This design comes from an exercise in tuning for small area, a short achievable clock period and few clock cycles on the open sky130 flow, not from production work. Function was checked by simulation only, so behaviour that the tests miss may differ from the original.

### Placement by cell class

Bar = 100 um.
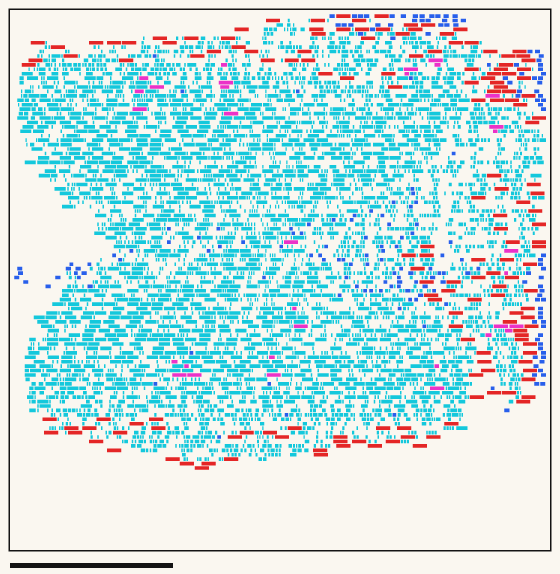
### Sequential cells coloured by netlist name

Bar = 100 um.
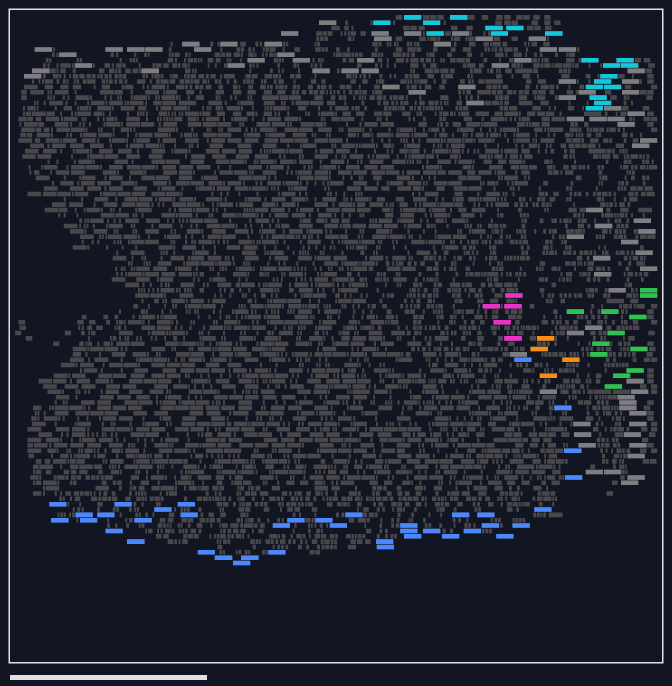
### Finished layout with every layer on

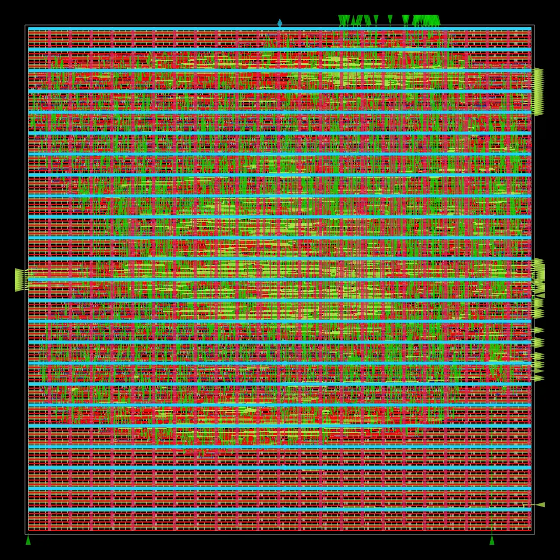
### Cell sizes after repair

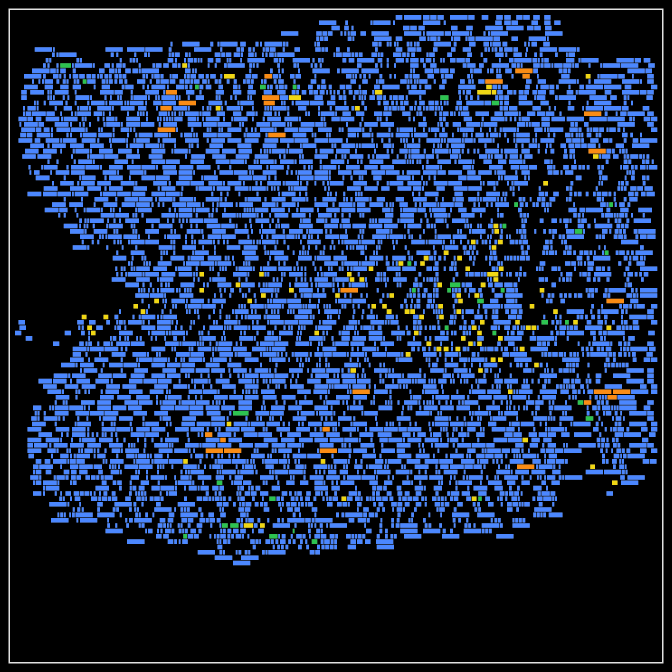
### The worst timing path

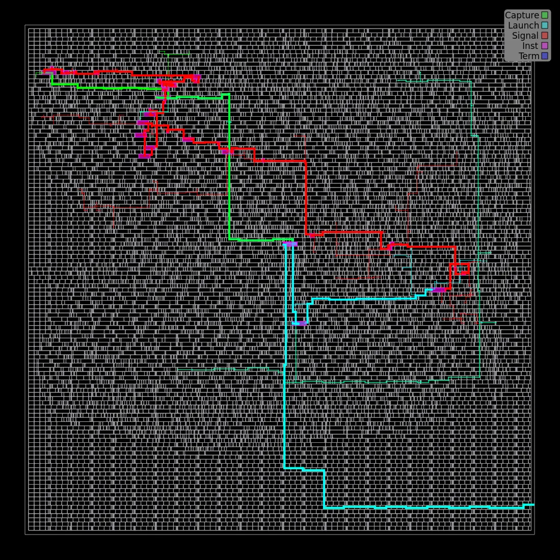
<file path="config.mk">
export PLATFORM = sky130hd
export DESIGN_NAME = CONV
export DESIGN_NICKNAME = CONV
export VERILOG_FILES = /design/flow/design.v
export SDC_FILE = /design/flow/constraint.sdc
export NUM_CORES = 4
export LEC_CHECK = 0
export CAP_MARGIN = 20
export CORE_MARGIN = 2
export CORE_UTILIZATION = 40
export SLEW_MARGIN = 20
</file>
<file path="constraint.sdc">
create_clock -name core_clock -period 12.0 [get_ports {clk}]
set_input_delay 2.4000 -clock core_clock [delete_from_list [all_inputs] [get_ports {clk}]]
set_output_delay 2.4000 -clock core_clock [all_outputs]
set_load 0.01 [all_outputs]
</file>
<file path="design.v">
`timescale 1ns/10ps
module  CONV(
	input		clk,
	input		reset,
	output	reg	busy,	
	input		ready,	
	output	reg [11:0]	iaddr,
	input		[19:0] idata,	
	output	reg	cwr,
	output	reg [11:0]	caddr_wr,
	output	reg [19:0]	cdata_wr,
	output	reg	crd,
	output	reg [11:0] 	caddr_rd,
	input	[19:0] 	cdata_rd,
	output	reg [2:0]	csel
	);
	reg signed [19:0] test,test1;
	reg signed [39:0] c_conv_data0, n_conv_data0, c_conv_data1, n_conv_data1;
	reg signed [19:0] con2 ,con3, con22,con33;
	reg [19:0] n_caddr_rd,n_cdata_wr;
	reg [3:0] c_state , n_state;
	reg n_busy;
	reg [11:0] n_iaddr;
	reg [11:0] c_gray_img_pos,n_gray_img_pos,n_caddr_wr; 
	reg [4:0] c_counter,n_counter;
	reg corner_test;
	reg pooling_sel,n_pooling_sel;
	reg signed [19:0] kernal1,kernal0;
	wire signed [39:0]kernal0_product,kernal1_product;
	parameter IDLE = 0, TAKE_DATA = 1, RELU = 2, RELU1 = 3, TRANS = 4 , POOLING = 5,TRANS1 = 6,
	SEL = 7,FLATTEN = 8,FLATTEN1 = 9,FLATTEN2 = 10,SEL1 = 11,FINISH = 12;
	integer i;
	assign kernal0_product = (kernal0 * $signed(idata & ({20{corner_test}}))) ;
	assign kernal1_product = (kernal1 * $signed(idata & ({20{corner_test}}))) ;	
always @( posedge clk or posedge reset) begin
	if(reset)begin 
		c_state <= IDLE;
	end
	else begin
		c_state <= n_state;		
	end
end	
always @(*) begin
	case(c_state)
		IDLE : 
			n_state = TAKE_DATA;
		TAKE_DATA : 
			n_state = (c_counter == 5'd19) ? RELU : TAKE_DATA;
		RELU : 
			n_state = RELU1;
		RELU1 : 
			n_state = TRANS;
		TRANS :
			n_state = (c_gray_img_pos == 4095) ? POOLING : TAKE_DATA;
		POOLING :
			n_state = (c_counter == 4'd5) ? TRANS1 : POOLING;
		TRANS1 :
			n_state = (caddr_wr == 10'd1023) ? SEL : POOLING ;
		SEL :
			n_state = (pooling_sel == 1) ? FLATTEN : POOLING;
		FLATTEN :
			n_state = FLATTEN1;
		FLATTEN1 :
			n_state = FLATTEN2;
		FLATTEN2 :
			n_state = (caddr_rd == 1024)? SEL1 : FLATTEN;
		SEL1 :
			n_state = (pooling_sel == 0) ? FLATTEN : FINISH;
		FINISH :
			n_state = FINISH;
		default :
			n_state = c_state;
	endcase
end
always @(posedge clk or posedge reset) begin
	if(reset) begin
		busy <= 0; 
	end
	else begin
		case(c_state)
			IDLE :
				busy <= 1;
			TAKE_DATA :
				busy <= 1;
			RELU :
				busy <= 1;
			RELU1 :
				busy <= 1;
			TRANS :
				busy <= 1;
			POOLING :
				busy <= 1;
			TRANS1 :
				busy <= 1;
			SEL :
				busy <= 1;
			FLATTEN :
				busy <= 1;
			FLATTEN1 :
				busy <= 1;
			FLATTEN2 :
				busy <= 1;	
			SEL1 :
				busy <= 1;			
			default :
				busy <= 0;
		endcase
	end
end
always @(posedge clk or posedge reset) begin
	if(reset) begin
		pooling_sel <= 0; 
	end
	else begin
		pooling_sel <= n_pooling_sel;
	end
end
always @(*)begin
	case(c_state)
		SEL :
			n_pooling_sel <= (pooling_sel) ? 0 : 1;
		SEL1 :
			n_pooling_sel <= 1;
		default :
			n_pooling_sel <= pooling_sel;
	endcase
end
always @(posedge clk or posedge reset)begin
	if(reset)
		cwr <= 0;
	else begin
		case(c_state)
			RELU :
				cwr <= 1 ;
			RELU1 :
				cwr <= 1;
			POOLING :
				cwr <= (c_counter == 4'd5) ? 1 : 0;
			FLATTEN1 :
				cwr <= 1;
			default :
				cwr <= 0;
		endcase
	end
end
always @(posedge clk or posedge reset)begin
	if(reset)
		csel <= 3'b000;
	else begin
		case(c_state)
			RELU :
				csel <= 3'b001;
			RELU1 :
				csel <= 3'b010;
			POOLING : begin
				if(pooling_sel)
					csel <= (c_counter == 4'd5) ? 3'b100 : 3'b010 ;
				else	
					csel <= (c_counter == 4'd5) ? 3'b011 : 3'b001 ;
			end
			FLATTEN :
				csel <= (pooling_sel)? 3'b100 : 3'b011;
			FLATTEN1 :
				csel <= 3'b101;
			default :
				csel <= 3'b000;
		endcase
	end	
end
always @(posedge clk or posedge reset)begin
	if(reset)
		crd <= 3'b000;
	else begin
		case(c_state)
			POOLING :
				crd <= (c_counter == 4'd5) ? 0 : 1;
			FLATTEN :
				crd <= 1;
			default :
				crd <= 0;
		endcase
	end	
end
always @(posedge clk or posedge reset)begin
	if(reset) begin
		iaddr <= 0 ;
	end
	else begin
		case(c_state)
			TAKE_DATA :
				iaddr <= n_iaddr;
			default :
				iaddr <= 0;
		endcase
	end
end
always @(*)begin
	case (c_state)
		TAKE_DATA : 
			case(c_counter)
				5'd0 : 
					n_iaddr = c_gray_img_pos - 7'd65;
				5'd2 :
					n_iaddr = c_gray_img_pos - 7'd64;
				5'd4 :
					n_iaddr = c_gray_img_pos - 7'd63;
				5'd6 :
					n_iaddr = c_gray_img_pos - 7'd1;
				5'd8 :
					n_iaddr = c_gray_img_pos ;
				5'd10 :
					n_iaddr = c_gray_img_pos + 7'd1;
				5'd12 :
					n_iaddr = c_gray_img_pos + 7'd63;
				5'd14 :
					n_iaddr = c_gray_img_pos + 7'd64;
				5'd16 :
					n_iaddr = c_gray_img_pos + 7'd65;
				default :
					n_iaddr = iaddr;
			endcase
		default :
			n_iaddr = c_gray_img_pos;
	endcase
end
always @(posedge clk or posedge reset)begin
	if(reset)
		caddr_rd <= 0;
	else begin
		caddr_rd <= n_caddr_rd;
	end
end
always @(*)begin
	case(c_state)
		POOLING : 
			case(c_counter)
				4'd0 :
					n_caddr_rd = c_gray_img_pos;
				4'd1 :
					n_caddr_rd = c_gray_img_pos + 7'd1;
				4'd2 :
					n_caddr_rd = c_gray_img_pos + 7'd64;
				4'd3 :
					n_caddr_rd = c_gray_img_pos + 7'd65;
				default:
					n_caddr_rd = c_gray_img_pos;
			endcase
		SEL : 
			n_caddr_rd = (pooling_sel) ? 0 : caddr_rd;
		FLATTEN1 :
			n_caddr_rd =  caddr_rd + 1;
		SEL1 :
			n_caddr_rd = 0;
		default : 
			n_caddr_rd = caddr_rd;
	endcase
end
always @(posedge clk or posedge reset) begin
	if(reset)begin
		c_gray_img_pos <= 0;
	end
	else 
		c_gray_img_pos <= n_gray_img_pos;
end
always @(*)begin
	case(c_state)
		TRANS :
			n_gray_img_pos = (c_gray_img_pos == 4095) ? 0 : c_gray_img_pos + 1 ;
		TRANS1 : begin
			if(c_gray_img_pos[5:0] == 6'b111110)
				n_gray_img_pos = c_gray_img_pos + 66;
			else
				n_gray_img_pos =  c_gray_img_pos + 2 ;
			end
		default :
			n_gray_img_pos = c_gray_img_pos;
	endcase
end
always @(posedge clk or posedge reset) begin
	if(reset)begin
		caddr_wr <= 0;
	end
	else 
		caddr_wr <= n_caddr_wr;
end
always @(*)begin
	case(c_state)
		TRANS :
			n_caddr_wr = (c_gray_img_pos == 4095) ? 0 : caddr_wr + 1 ;
		TRANS1 : 
			n_caddr_wr = caddr_wr + 1;
		SEL : 
			n_caddr_wr = (pooling_sel) ? 0 : caddr_wr;
		FLATTEN2 : 
			n_caddr_wr = (caddr_rd == 1024)? 1 : caddr_wr + 2;
		default :
			n_caddr_wr = caddr_wr;
	endcase
end
always @(posedge clk or posedge reset)begin
	if(reset) begin
		c_counter <= 0;
	end
	else begin
		c_counter <= n_counter;
	end
end
always @(*)begin
	case(c_state)
		TAKE_DATA :
			n_counter = (c_counter == 5'd19) ? 0 : c_counter + 1; 
		POOLING :
			n_counter = (c_counter == 4'd5) ? 0 : c_counter + 1;
		default :
			n_counter = c_counter;
	endcase
end
always @(posedge clk or posedge reset)begin
	if(reset)
		cdata_wr <=0;
	else
		cdata_wr <= n_cdata_wr;
end
always @(*) begin
	case(c_state)
		RELU : begin
			if(c_conv_data0[19] == 1 )
				n_cdata_wr = 0;
			else begin
				n_cdata_wr = c_conv_data0[19:0];
			end
		end
		RELU1 : begin
			if(c_conv_data1[19] == 1 )
				n_cdata_wr = 0;
			else begin
				n_cdata_wr = c_conv_data1[19:0];
			end
		end
		POOLING :
			n_cdata_wr = c_conv_data0[19:0];
		FLATTEN1 :
			n_cdata_wr = cdata_rd;
		default :
			n_cdata_wr = 0;
	endcase	
end
always @(posedge clk or posedge reset)begin
	if(reset)begin
		c_conv_data0 <= 0;
	end
	else begin
		c_conv_data0 <= n_conv_data0;
	end
end
always @(*)begin
	con2 = 20'd0;
	case(c_state)
		TAKE_DATA :
			case(c_counter)
				5'd2 : begin            
					n_conv_data0 =  c_conv_data0 + kernal0_product;
				end
				5'd4 : begin
					n_conv_data0 =  c_conv_data0 + kernal0_product;
				end
				5'd6 : begin
					n_conv_data0 =  c_conv_data0 + kernal0_product;
				end
				5'd8 : begin				
					n_conv_data0 =  c_conv_data0 + kernal0_product;					
				end 
				5'd10 : begin				
					n_conv_data0 =  c_conv_data0 + kernal0_product;
 				end
				5'd12 : begin
					n_conv_data0 =  c_conv_data0 + kernal0_product;					
				end
				5'd14 : begin
					n_conv_data0 =  c_conv_data0 + kernal0_product;							
				end
				5'd16 : begin
					n_conv_data0 =  c_conv_data0 + kernal0_product;
				end
				5'd18 : begin 
					n_conv_data0 =  c_conv_data0 + kernal0_product;	
				end
				5'd19 : begin
					con2  = {c_conv_data0[39] , c_conv_data0 [34:16]} + $signed(20'h01310);
					if(c_conv_data0[15] == 1)
						n_conv_data0 = con2 + 1;
					else 
						n_conv_data0 = con2 ;						
				end
				default : 
					n_conv_data0 = c_conv_data0;
			endcase
		TRANS :
			n_conv_data0 = 0;
		POOLING :
			case(c_counter)
				5'd0 :
					n_conv_data0 = 0;
				5'd1 : begin
					if(cdata_rd > c_conv_data0[19:0])
						n_conv_data0 = cdata_rd;
					else begin
						n_conv_data0 = c_conv_data0;
					end
				end
				5'd2 : begin
					if(cdata_rd > c_conv_data0[19:0])
						n_conv_data0 = cdata_rd;
					else begin
						n_conv_data0 = c_conv_data0;
					end
				end
				5'd3 : begin
					if(cdata_rd > c_conv_data0[19:0])
						n_conv_data0 = cdata_rd;
					else begin
						n_conv_data0 = c_conv_data0;
					end
				end
				5'd4 : begin
					if(cdata_rd > c_conv_data0[19:0])
						n_conv_data0 = cdata_rd;
					else begin
						n_conv_data0 = c_conv_data0;
					end
				end
				default:
					n_conv_data0 = c_conv_data0;
			endcase
		default :
			n_conv_data0 = c_conv_data0;
	endcase
end
always @(posedge clk or posedge reset)begin
	if(reset)begin
		c_conv_data1 <= 0;
	end
	else begin
		case(c_state)
			TAKE_DATA :
				c_conv_data1 <= n_conv_data1;
			default :
				c_conv_data1 <= n_conv_data1;
		endcase	
	end
end
always @(*)begin
	con22 = 20'd0;
	case(c_state)
		TAKE_DATA :
			case(c_counter)
				5'd2 : begin            
					n_conv_data1 =  c_conv_data1 + kernal1_product;
				end
				5'd4 : begin
					n_conv_data1 =  c_conv_data1 + kernal1_product;
				end
				5'd6 : begin
					n_conv_data1 =  c_conv_data1 + kernal1_product;
				end
				5'd8 : begin				
					n_conv_data1 =  c_conv_data1 + kernal1_product;					
				end 
				5'd10 : begin				
					n_conv_data1 =  c_conv_data1 + kernal1_product;
 				end
				5'd12 : begin
					n_conv_data1 =  c_conv_data1 + kernal1_product;					
				end
				5'd14 : begin
					n_conv_data1 =  c_conv_data1 + kernal1_product;							
				end
				5'd16 : begin
					n_conv_data1 =  c_conv_data1 + kernal1_product;
				end
				5'd18 : begin 
					n_conv_data1 =  c_conv_data1 + kernal1_product;	
				end
				5'd19 : begin
					con22  = {c_conv_data1[39] , c_conv_data1[34:16]} + $signed(20'hF7295);
						if(c_conv_data1[15])
							n_conv_data1 = con22 + 1;
						else 
							n_conv_data1 = con22 ;
				end
				default : 
					n_conv_data1 = c_conv_data1;
			endcase	
		TRANS :
			n_conv_data1 = 0;
		default :
			n_conv_data1 = c_conv_data1;
	endcase
end
always @(*)begin
	case(c_state)
		TAKE_DATA :
			case(c_counter)
				5'd1 : begin           
						kernal0 = 20'h0A89E;
				end
				5'd2 : begin
						kernal0 = 20'h0A89E;
				end
				5'd3 : begin
						kernal0 = 20'h092D5;
				end
				5'd4 : begin
						kernal0 = 20'h092D5;				
				end 
				5'd5 : begin				
						kernal0 = 20'h06D43;
 				end
				5'd6: begin
						kernal0 = 20'h06D43;						
				end
				5'd7: begin
						kernal0 = 20'h01004;					
				end
				5'd8: begin
						kernal0 = 20'h01004;
				end
				5'd9: begin 
						kernal0 = 20'hF8F71;	
				end
				5'd10: begin 
						kernal0 = 20'hF8F71;	
				end
				5'd11: begin 
						kernal0 = 20'hF6E54;	
				end
				5'd12: begin 
						kernal0 = 20'hF6E54;	
				end
				5'd13: begin 
						kernal0 = 20'hFA6D7;	
				end
				5'd14: begin 
						kernal0 = 20'hFA6D7;	
				end
				5'd15: begin 
						kernal0 = 20'hFC834;	
				end
				5'd16: begin 
						kernal0 = 20'hFC834;	
				end
				5'd17: begin 
						kernal0 = 20'hFAC19;	
				end
				5'd18: begin 
						kernal0 = 20'hFAC19;	
				end
				default : 
					kernal0 = 0;
			endcase	
		default :
			kernal0 = 0;
	endcase
end
always @(*)begin
	case(c_state)
		TAKE_DATA :
			case(c_counter)
				5'd1 : begin           
						kernal1 = 20'hFDB55;
				end
				5'd2 : begin
						kernal1 = 20'hFDB55;
				end
				5'd3 : begin
						kernal1 = 20'h02992;		
				end 
				5'd4 : begin				
						kernal1 = 20'h02992;
 				end
				5'd5 : begin
						kernal1 = 20'hFC994;			
				end
				5'd6 : begin
						kernal1 = 20'hFC994;					
				end
				5'd7 : begin
						kernal1 = 20'h050FD;
				end
				5'd8 : begin 
						kernal1 = 20'h050FD;
				end
				5'd9 : begin 
						kernal1 = 20'h02F20;
				end
				5'd10 : begin 
						kernal1 = 20'h02F20;
				end
				5'd11 : begin 
						kernal1 = 20'h0202D;
				end
				5'd12 : begin 
						kernal1 = 20'h0202D;
				end
				5'd13 : begin 
						kernal1 = 20'h03BD7;
				end
				5'd14 : begin 
						kernal1 = 20'h03BD7;
				end
				5'd15 : begin 
						kernal1 = 20'hFD369;
				end
				5'd16 : begin 
						kernal1 = 20'hFD369;
				end
				5'd17 : begin 
						kernal1 = 20'h05E68;
				end
				5'd18 : begin 
						kernal1 = 20'h05E68;
				end				
				default : 
					kernal1 = 0;
			endcase	
		default :
			kernal1 = 0;
	endcase
end
always @(posedge clk or posedge reset )begin
	if(reset)begin
		corner_test <= 0;
	end
	else begin
		case(c_state)
			TAKE_DATA :
				case(c_counter)
					5'd1 : begin            
						if(c_gray_img_pos < 64 || c_gray_img_pos[5:0] == 0)begin
							corner_test <= 0;
						end
						else begin
							corner_test <= 1;
						end
					end
					5'd3 : begin
						if(c_gray_img_pos < 64)begin
							corner_test <= 0;
						end
						else begin
							corner_test <= 1;
						end
					end
					5'd5 : begin
						if(c_gray_img_pos < 64 || c_gray_img_pos[5:0] == 6'b111111)begin
							corner_test <= 0;
						end
						else begin
							corner_test <= 1;
						end
					end
					5'd7 : begin
						if(c_gray_img_pos[5:0] == 0)begin
							corner_test <= 0;
						end
						else begin
							corner_test <= 1;
						end				
					end 
					5'd9 : begin				
							corner_test <= 1;
	 				end
					5'd11: begin
						if(c_gray_img_pos[5:0] == 6'b111111)begin
							corner_test <= 0;
						end
						else begin
							corner_test <= 1;
						end					
					end
					5'd13: begin
						if(c_gray_img_pos[5:0] == 0 || c_gray_img_pos > 12'd4031)begin
							corner_test <= 0;
						end
						else begin
							corner_test <= 1;
						end					
					end
					5'd15: begin
						if(c_gray_img_pos > 12'd4031)begin
							corner_test <= 0;
						end
						else begin
							corner_test <= 1;
						end
					end
					5'd17: begin 
						if(c_gray_img_pos > 12'd4031 || c_gray_img_pos[5:0] == 6'b111111)begin
							corner_test <= 0;
						end
						else begin
							corner_test <= 1;
						end	
					end
					default : 
						corner_test <= corner_test;
				endcase
		endcase
	end
end
endmodule
</file>
<file path="run.sh">
#!/bin/bash
# synth_recipe.tcl (not shown) runs the flow's synth.tcl, then flattens the netlist and writes it again
# the make line also repeats each setting of config.mk as NAME=value (left out here)
make -C /OpenROAD-flow-scripts/flow DESIGN_CONFIG=/design/flow/config.mk WORK_HOME=/design/flow/orfs CLKGATE_MAP_FILE= SYNTH_SCRIPT=/design/flow/synth_recipe.tcl finish
</file>
==> impl_metrics.csv <==
group,metric,value,unit
clock_tree,hold_buffers,0,
floorplan,initial_utilization,0.402,
synthesis,yosysSeqAreaShare,0.0962,
worst_setup_path,endpoint,"c_conv_data0[37]",
synthesis,synth_area_leader_cell,"fa_1",
worst_setup_path,r2r_start,"c_state[0]",
clock_tree,clock_latency,0.52,ns
final_layout,drive_above_1_share,0.0311,
place,io_buffers,103,
timing,fmax,96.1,MHz
place,dp.cells,6513,
worst_setup_path,critPathKind,"reg -> reg",
synthesis,synth_warnings,1,
floorplan,ios,105,
global_route,grt_pass1_wl,205000,um
clock_tree,ctsLongestPathBuffers,2,
worst_setup_path,rr_worst_depth,30,
routing,avgRoutedWirePerCell,19.6,um
clock_tree,cts_tree,"done",
clock_tree,numCtsBuffers,17,
synthesis,netlist_instances,5131,
routing,drt-met1-wl,52600,um
final_layout,multiInputGateArea,0.0333,mm^2
worst_setup_path,end_kind,"register",
final_layout,fillers,10795,
clock_tree,cts_resized,0,
worst_setup_path,start_kind,"register",
worst_setup_path,reg2reg_setup_slack,1.59,ns
routing,wl_met3,10700,um
routing,vias_per_cell,5.35,
timing,grt_setup_unrepaired,"false",
global_route,grt.total_usage,0.242,
synthesis,synth_seq_cells,165,
run,maxCapViolations,0,
synthesis,synthesis.area,0.0429,mm^2
routing,wl_met2,58600,um
routing,first_pass_iters,9,
place,gp_congestion,0.959,
synthesis,syn_area_per_cell,8.36,um^2
worst_setup_path,crit_buf_inv,6,
worst_setup_path,regToRegEndpoint,"c_conv_data0[37]",
worst_setup_path,cp-startpoint,"c_state[0]",
routing,top_layer_used,"met4",
synthesis,synth.area.top_cells,"fa_1 40%, inv_1 11%, dfrtp_1 9.6%",
timing,setup_viol,0,
worst_setup_path,cp_top_family,"adder cells",
worst_setup_path,crit_fanout,26,
routing,drt_iter0_drc,2973,
global_route,grt_start_max_net_pins,61,
synthesis,synthMostInstantiatedCell,"inv_1",
floorplan,core_area,0.107,mm^2
clock_tree,post_cts_buffers,0,
routing,drtAntennaViolNets,0,
clock_tree,cts_num_sinks,165,
place,dp_hpwl,107000,um
clock_tree,cts_root_buf,"clkbuf_16",
timing,drv_slew,0,
global_route,grt_overflow,0,
status,status,"no timing/DRC/antenna violations",
worst_setup_path,cp_common_cell,"fa_1",
final_layout,finalNetCount,6344,
synthesis,ys_async_sr_fraction,1.00,
timing,worst_pin_slew,1.24,ns
worst_setup_path,critPathRequiredTime,12.36,ns
clock_tree,path_clk_slew,0.09,ns
worst_setup_path,crit_cells,30,
place,placed_area,0.0456,mm^2
routing,routed-via-count,34990,
worst_hold_path,min_path_type,"reg -> reg",
synthesis,ys.flop_type,"dfrtp_1",
timing,clock_skew,0.0189,ns
global_route,grt_pass1_vias,35777,
synthesis,netlist-cell-type-count,78,
synthesis,yosysTopAreaCellShare,0.400,
timing,slew_headroom,0.167,
routing,route.detailed.drc,0,
global_route,antenna_found_initial,2,
timing,period_share,0.867,
worst_setup_path,slowest_delay,0.84,ns
timing,hold_violations,0,
synthesis,synthTopCellsByCount,"1,254 x inv_1, 858 x fa_1, 596 x nand2_1, 509 x nor2_1, 314 x ha_1",
synthesis,synth_edf_count,0,
synthesis,synth.net_count,6346,
worst_setup_path,cp_slowest_cell,"dfrtp_1",
worst_setup_path,arrival,10.77,ns
clock_tree,h-tree-depth,4,
Testbench counts, summed over its fixed seeds: cycles 1,089,584.
Back to the opening pictures, 'Placement by cell class':
[blue] other buffers and delay cells | cells: 190
[red] flops | cells: 165
[magenta] clock drivers and dummy loads | cells: 32
[cyan] combinational and other logic | cells: 4,755
row count: 120
post-route design area: 0.0462 mm^2
Final Util: 0.433

Back to the opening pictures, 'Sequential cells coloured by netlist name':
[green] caddr_rd | placed flops: 12 | where: right middle
[cyan] cdata_wr | placed flops: 20 | where: top right
[orange] c_state | placed flops: 4 | where: right middle
[blue] c_conv_data1 | placed flops: 40 | where: a band across the bottom
[magenta] c_counter | placed flops: 5 | where: right middle
not coloured: 84
Seq area share: 0.0894
register area: 0.00413 mm^2

Back to the opening pictures, 'Finished layout with every layer on':
die area: 0.110 mm^2
final std cells w/o fill: 6,546
Die Y: 332 um
Die Width: 332 um
WL final: 129,000 um

Back to the opening pictures, 'Cell sizes after repair':
[orange] _6 and larger | cells: 27 | share: 0.53%
[blue] _0 and _1 cells | cells: 4,982 | share: 97%
[green] _2 cells | cells: 34 | share: 0.66%
[yellow] _3 and _4 cells | cells: 99 | share: 1.9%
Final WS setup: 1.59 ns
Syn-to-layout area delta: 7.68%
nonclk buf count: 190

Back to the opening pictures, 'The worst timing path':
min Tclk post-route: 10.41 ns
sum of negative setup slack: 0 ns

==> cell type report <==
type	count	share of cell area
diodes	1	0.0000542
flip-flops and latches	165	0.0894
well taps	1403	0.0380
inverters	1256	0.102
multi-input cells	3499	0.721
repair buffers	190	0.0365
clock inverters	14	0.00339
clock buffers	18	0.00951
==> registers in the layout, summed over array words and instances, names as in the netlist <==
register and count:
c_conv_data0 40, c_conv_data1 40, cdata_wr 20, c_gray_img_pos 12, caddr_rd 12, caddr_wr 12, iaddr 12, c_counter 5
c_state 4, csel 3, busy 1, corner_test 1, crd 1, cwr 1, pooling_sel 1
==> worst min-delay path, delay by kind of cell (launching register included) <==
| kind | cells | cell delay [ns] |
|---|---|---|
| DFF | 1 | 0.35 |
| and+or+nand+nor | 2 | 0.10 |
==> cells in the final DEF, fill, tap and decap left out, types with 18 or more instances in the layout <==
master / count
buf_4: 87
and3_1: 27
a21oi_1: 206
o21ai_0: 215
o221ai_1: 18
and2_1: 32
o21ai_1: 19
a31oi_1: 33
xnor2_1: 119
nand3_1: 79
a21o_1: 51
nor3_1: 38
a222oi_1: 20
ha_1: 314
nand2b_1: 25
a211oi_1: 36
nor2_1: 503
fa_1: 857
clkdlybuf4s50_1: 103
nor2b_1: 19
nand2_1: 596
dfrtp_1: 165
xor2_1: 46
inv_1: 1253
==> how the worst min path moves through the flow <==
stage / startpoint / endpoint / slack, ns / depth (start not counted)
after floorplan: c_conv_data0[34] / c_conv_data0[34] / 0.45 / 2
after global placement: iaddr[1] / iaddr[1] / 0.47 / 2
after detailed placement: iaddr[5] / iaddr[5] / 0.47 / 2
after CTS: iaddr[5] / iaddr[5] / 0.49 / 2
after global routing: iaddr[5] / iaddr[5] / 0.52 / 2
final: iaddr[3] / iaddr[3] / 0.48 / 2
==> cell families (layout without fill, tap and decap cells) <==
| family | Yosys count | after routing | share of synthesized area |
|---|---|---|---|
| other | 0 | 1 | 0 |
| DFF | 165 | 165 | 0.0962 |
| adders and majority gates | 1172 | 1172 | 0.492 |
| and+or+nand+nor | 1394 | 1394 | 0.136 |
| buffers and inverters | 1467 | 1478 | 0.129 |
| muxes | 5 | 5 | 0.00122 |
| xor gates and xnor gates | 165 | 165 | 0.0337 |
| AOI/OAI and AO/OA | 763 | 763 | 0.112 |
==> stage by stage <==
stage / setup WS (ns) / util / hold slack (ns)
after global routing: 1.04 / 0.433 / 0.517
after global placement: 1.27 / 0.427 / 0.466
after detailed placement: 1.22 / 0.427 / 0.470
after floorplan: 2.30 / - / 0.450
final: 1.59 / 0.433 / 0.482
after CTS: 1.67 / 0.433 / 0.489
==> layer usage <==
layer | track usage | up-vias
li1 | - | 15701
met1 | 0.324 | 17678
met2 | 0.381 | 1393
met3 | 0.0433 | 218
met4 | 0.112 | 0
met5 | 0 | -

## re-timing with driven ports
Ports are ideal in the flow. The routed layout listed here was re-timed in OpenROAD.
Step 1 sets driving cells, clkbuf_16 on the clock port and buf_2 on the other inputs (assumed; they add their load-dependent delay and slew).
Step 2, shift: input delay + t, output delay - t, t = (earliest + latest rising clock arrival at the registers) / 2. This alone moves slack from input paths to output paths.
Three values: no drivers, after step 1, after step 2; two values: the first two.
shift t [ns]: 0.585
setup WS [ns]: 1.591 / 1.591 / 1.102
worst hold slack (ns): 0.482 / 0.482 / 0.482
worst data-port slew with drivers (ns): 0.11
After both steps this run still meets setup and hold. For this run, drivers alone change the setup slack by 0.000 ns; drivers and shift together by -0.489 ns.
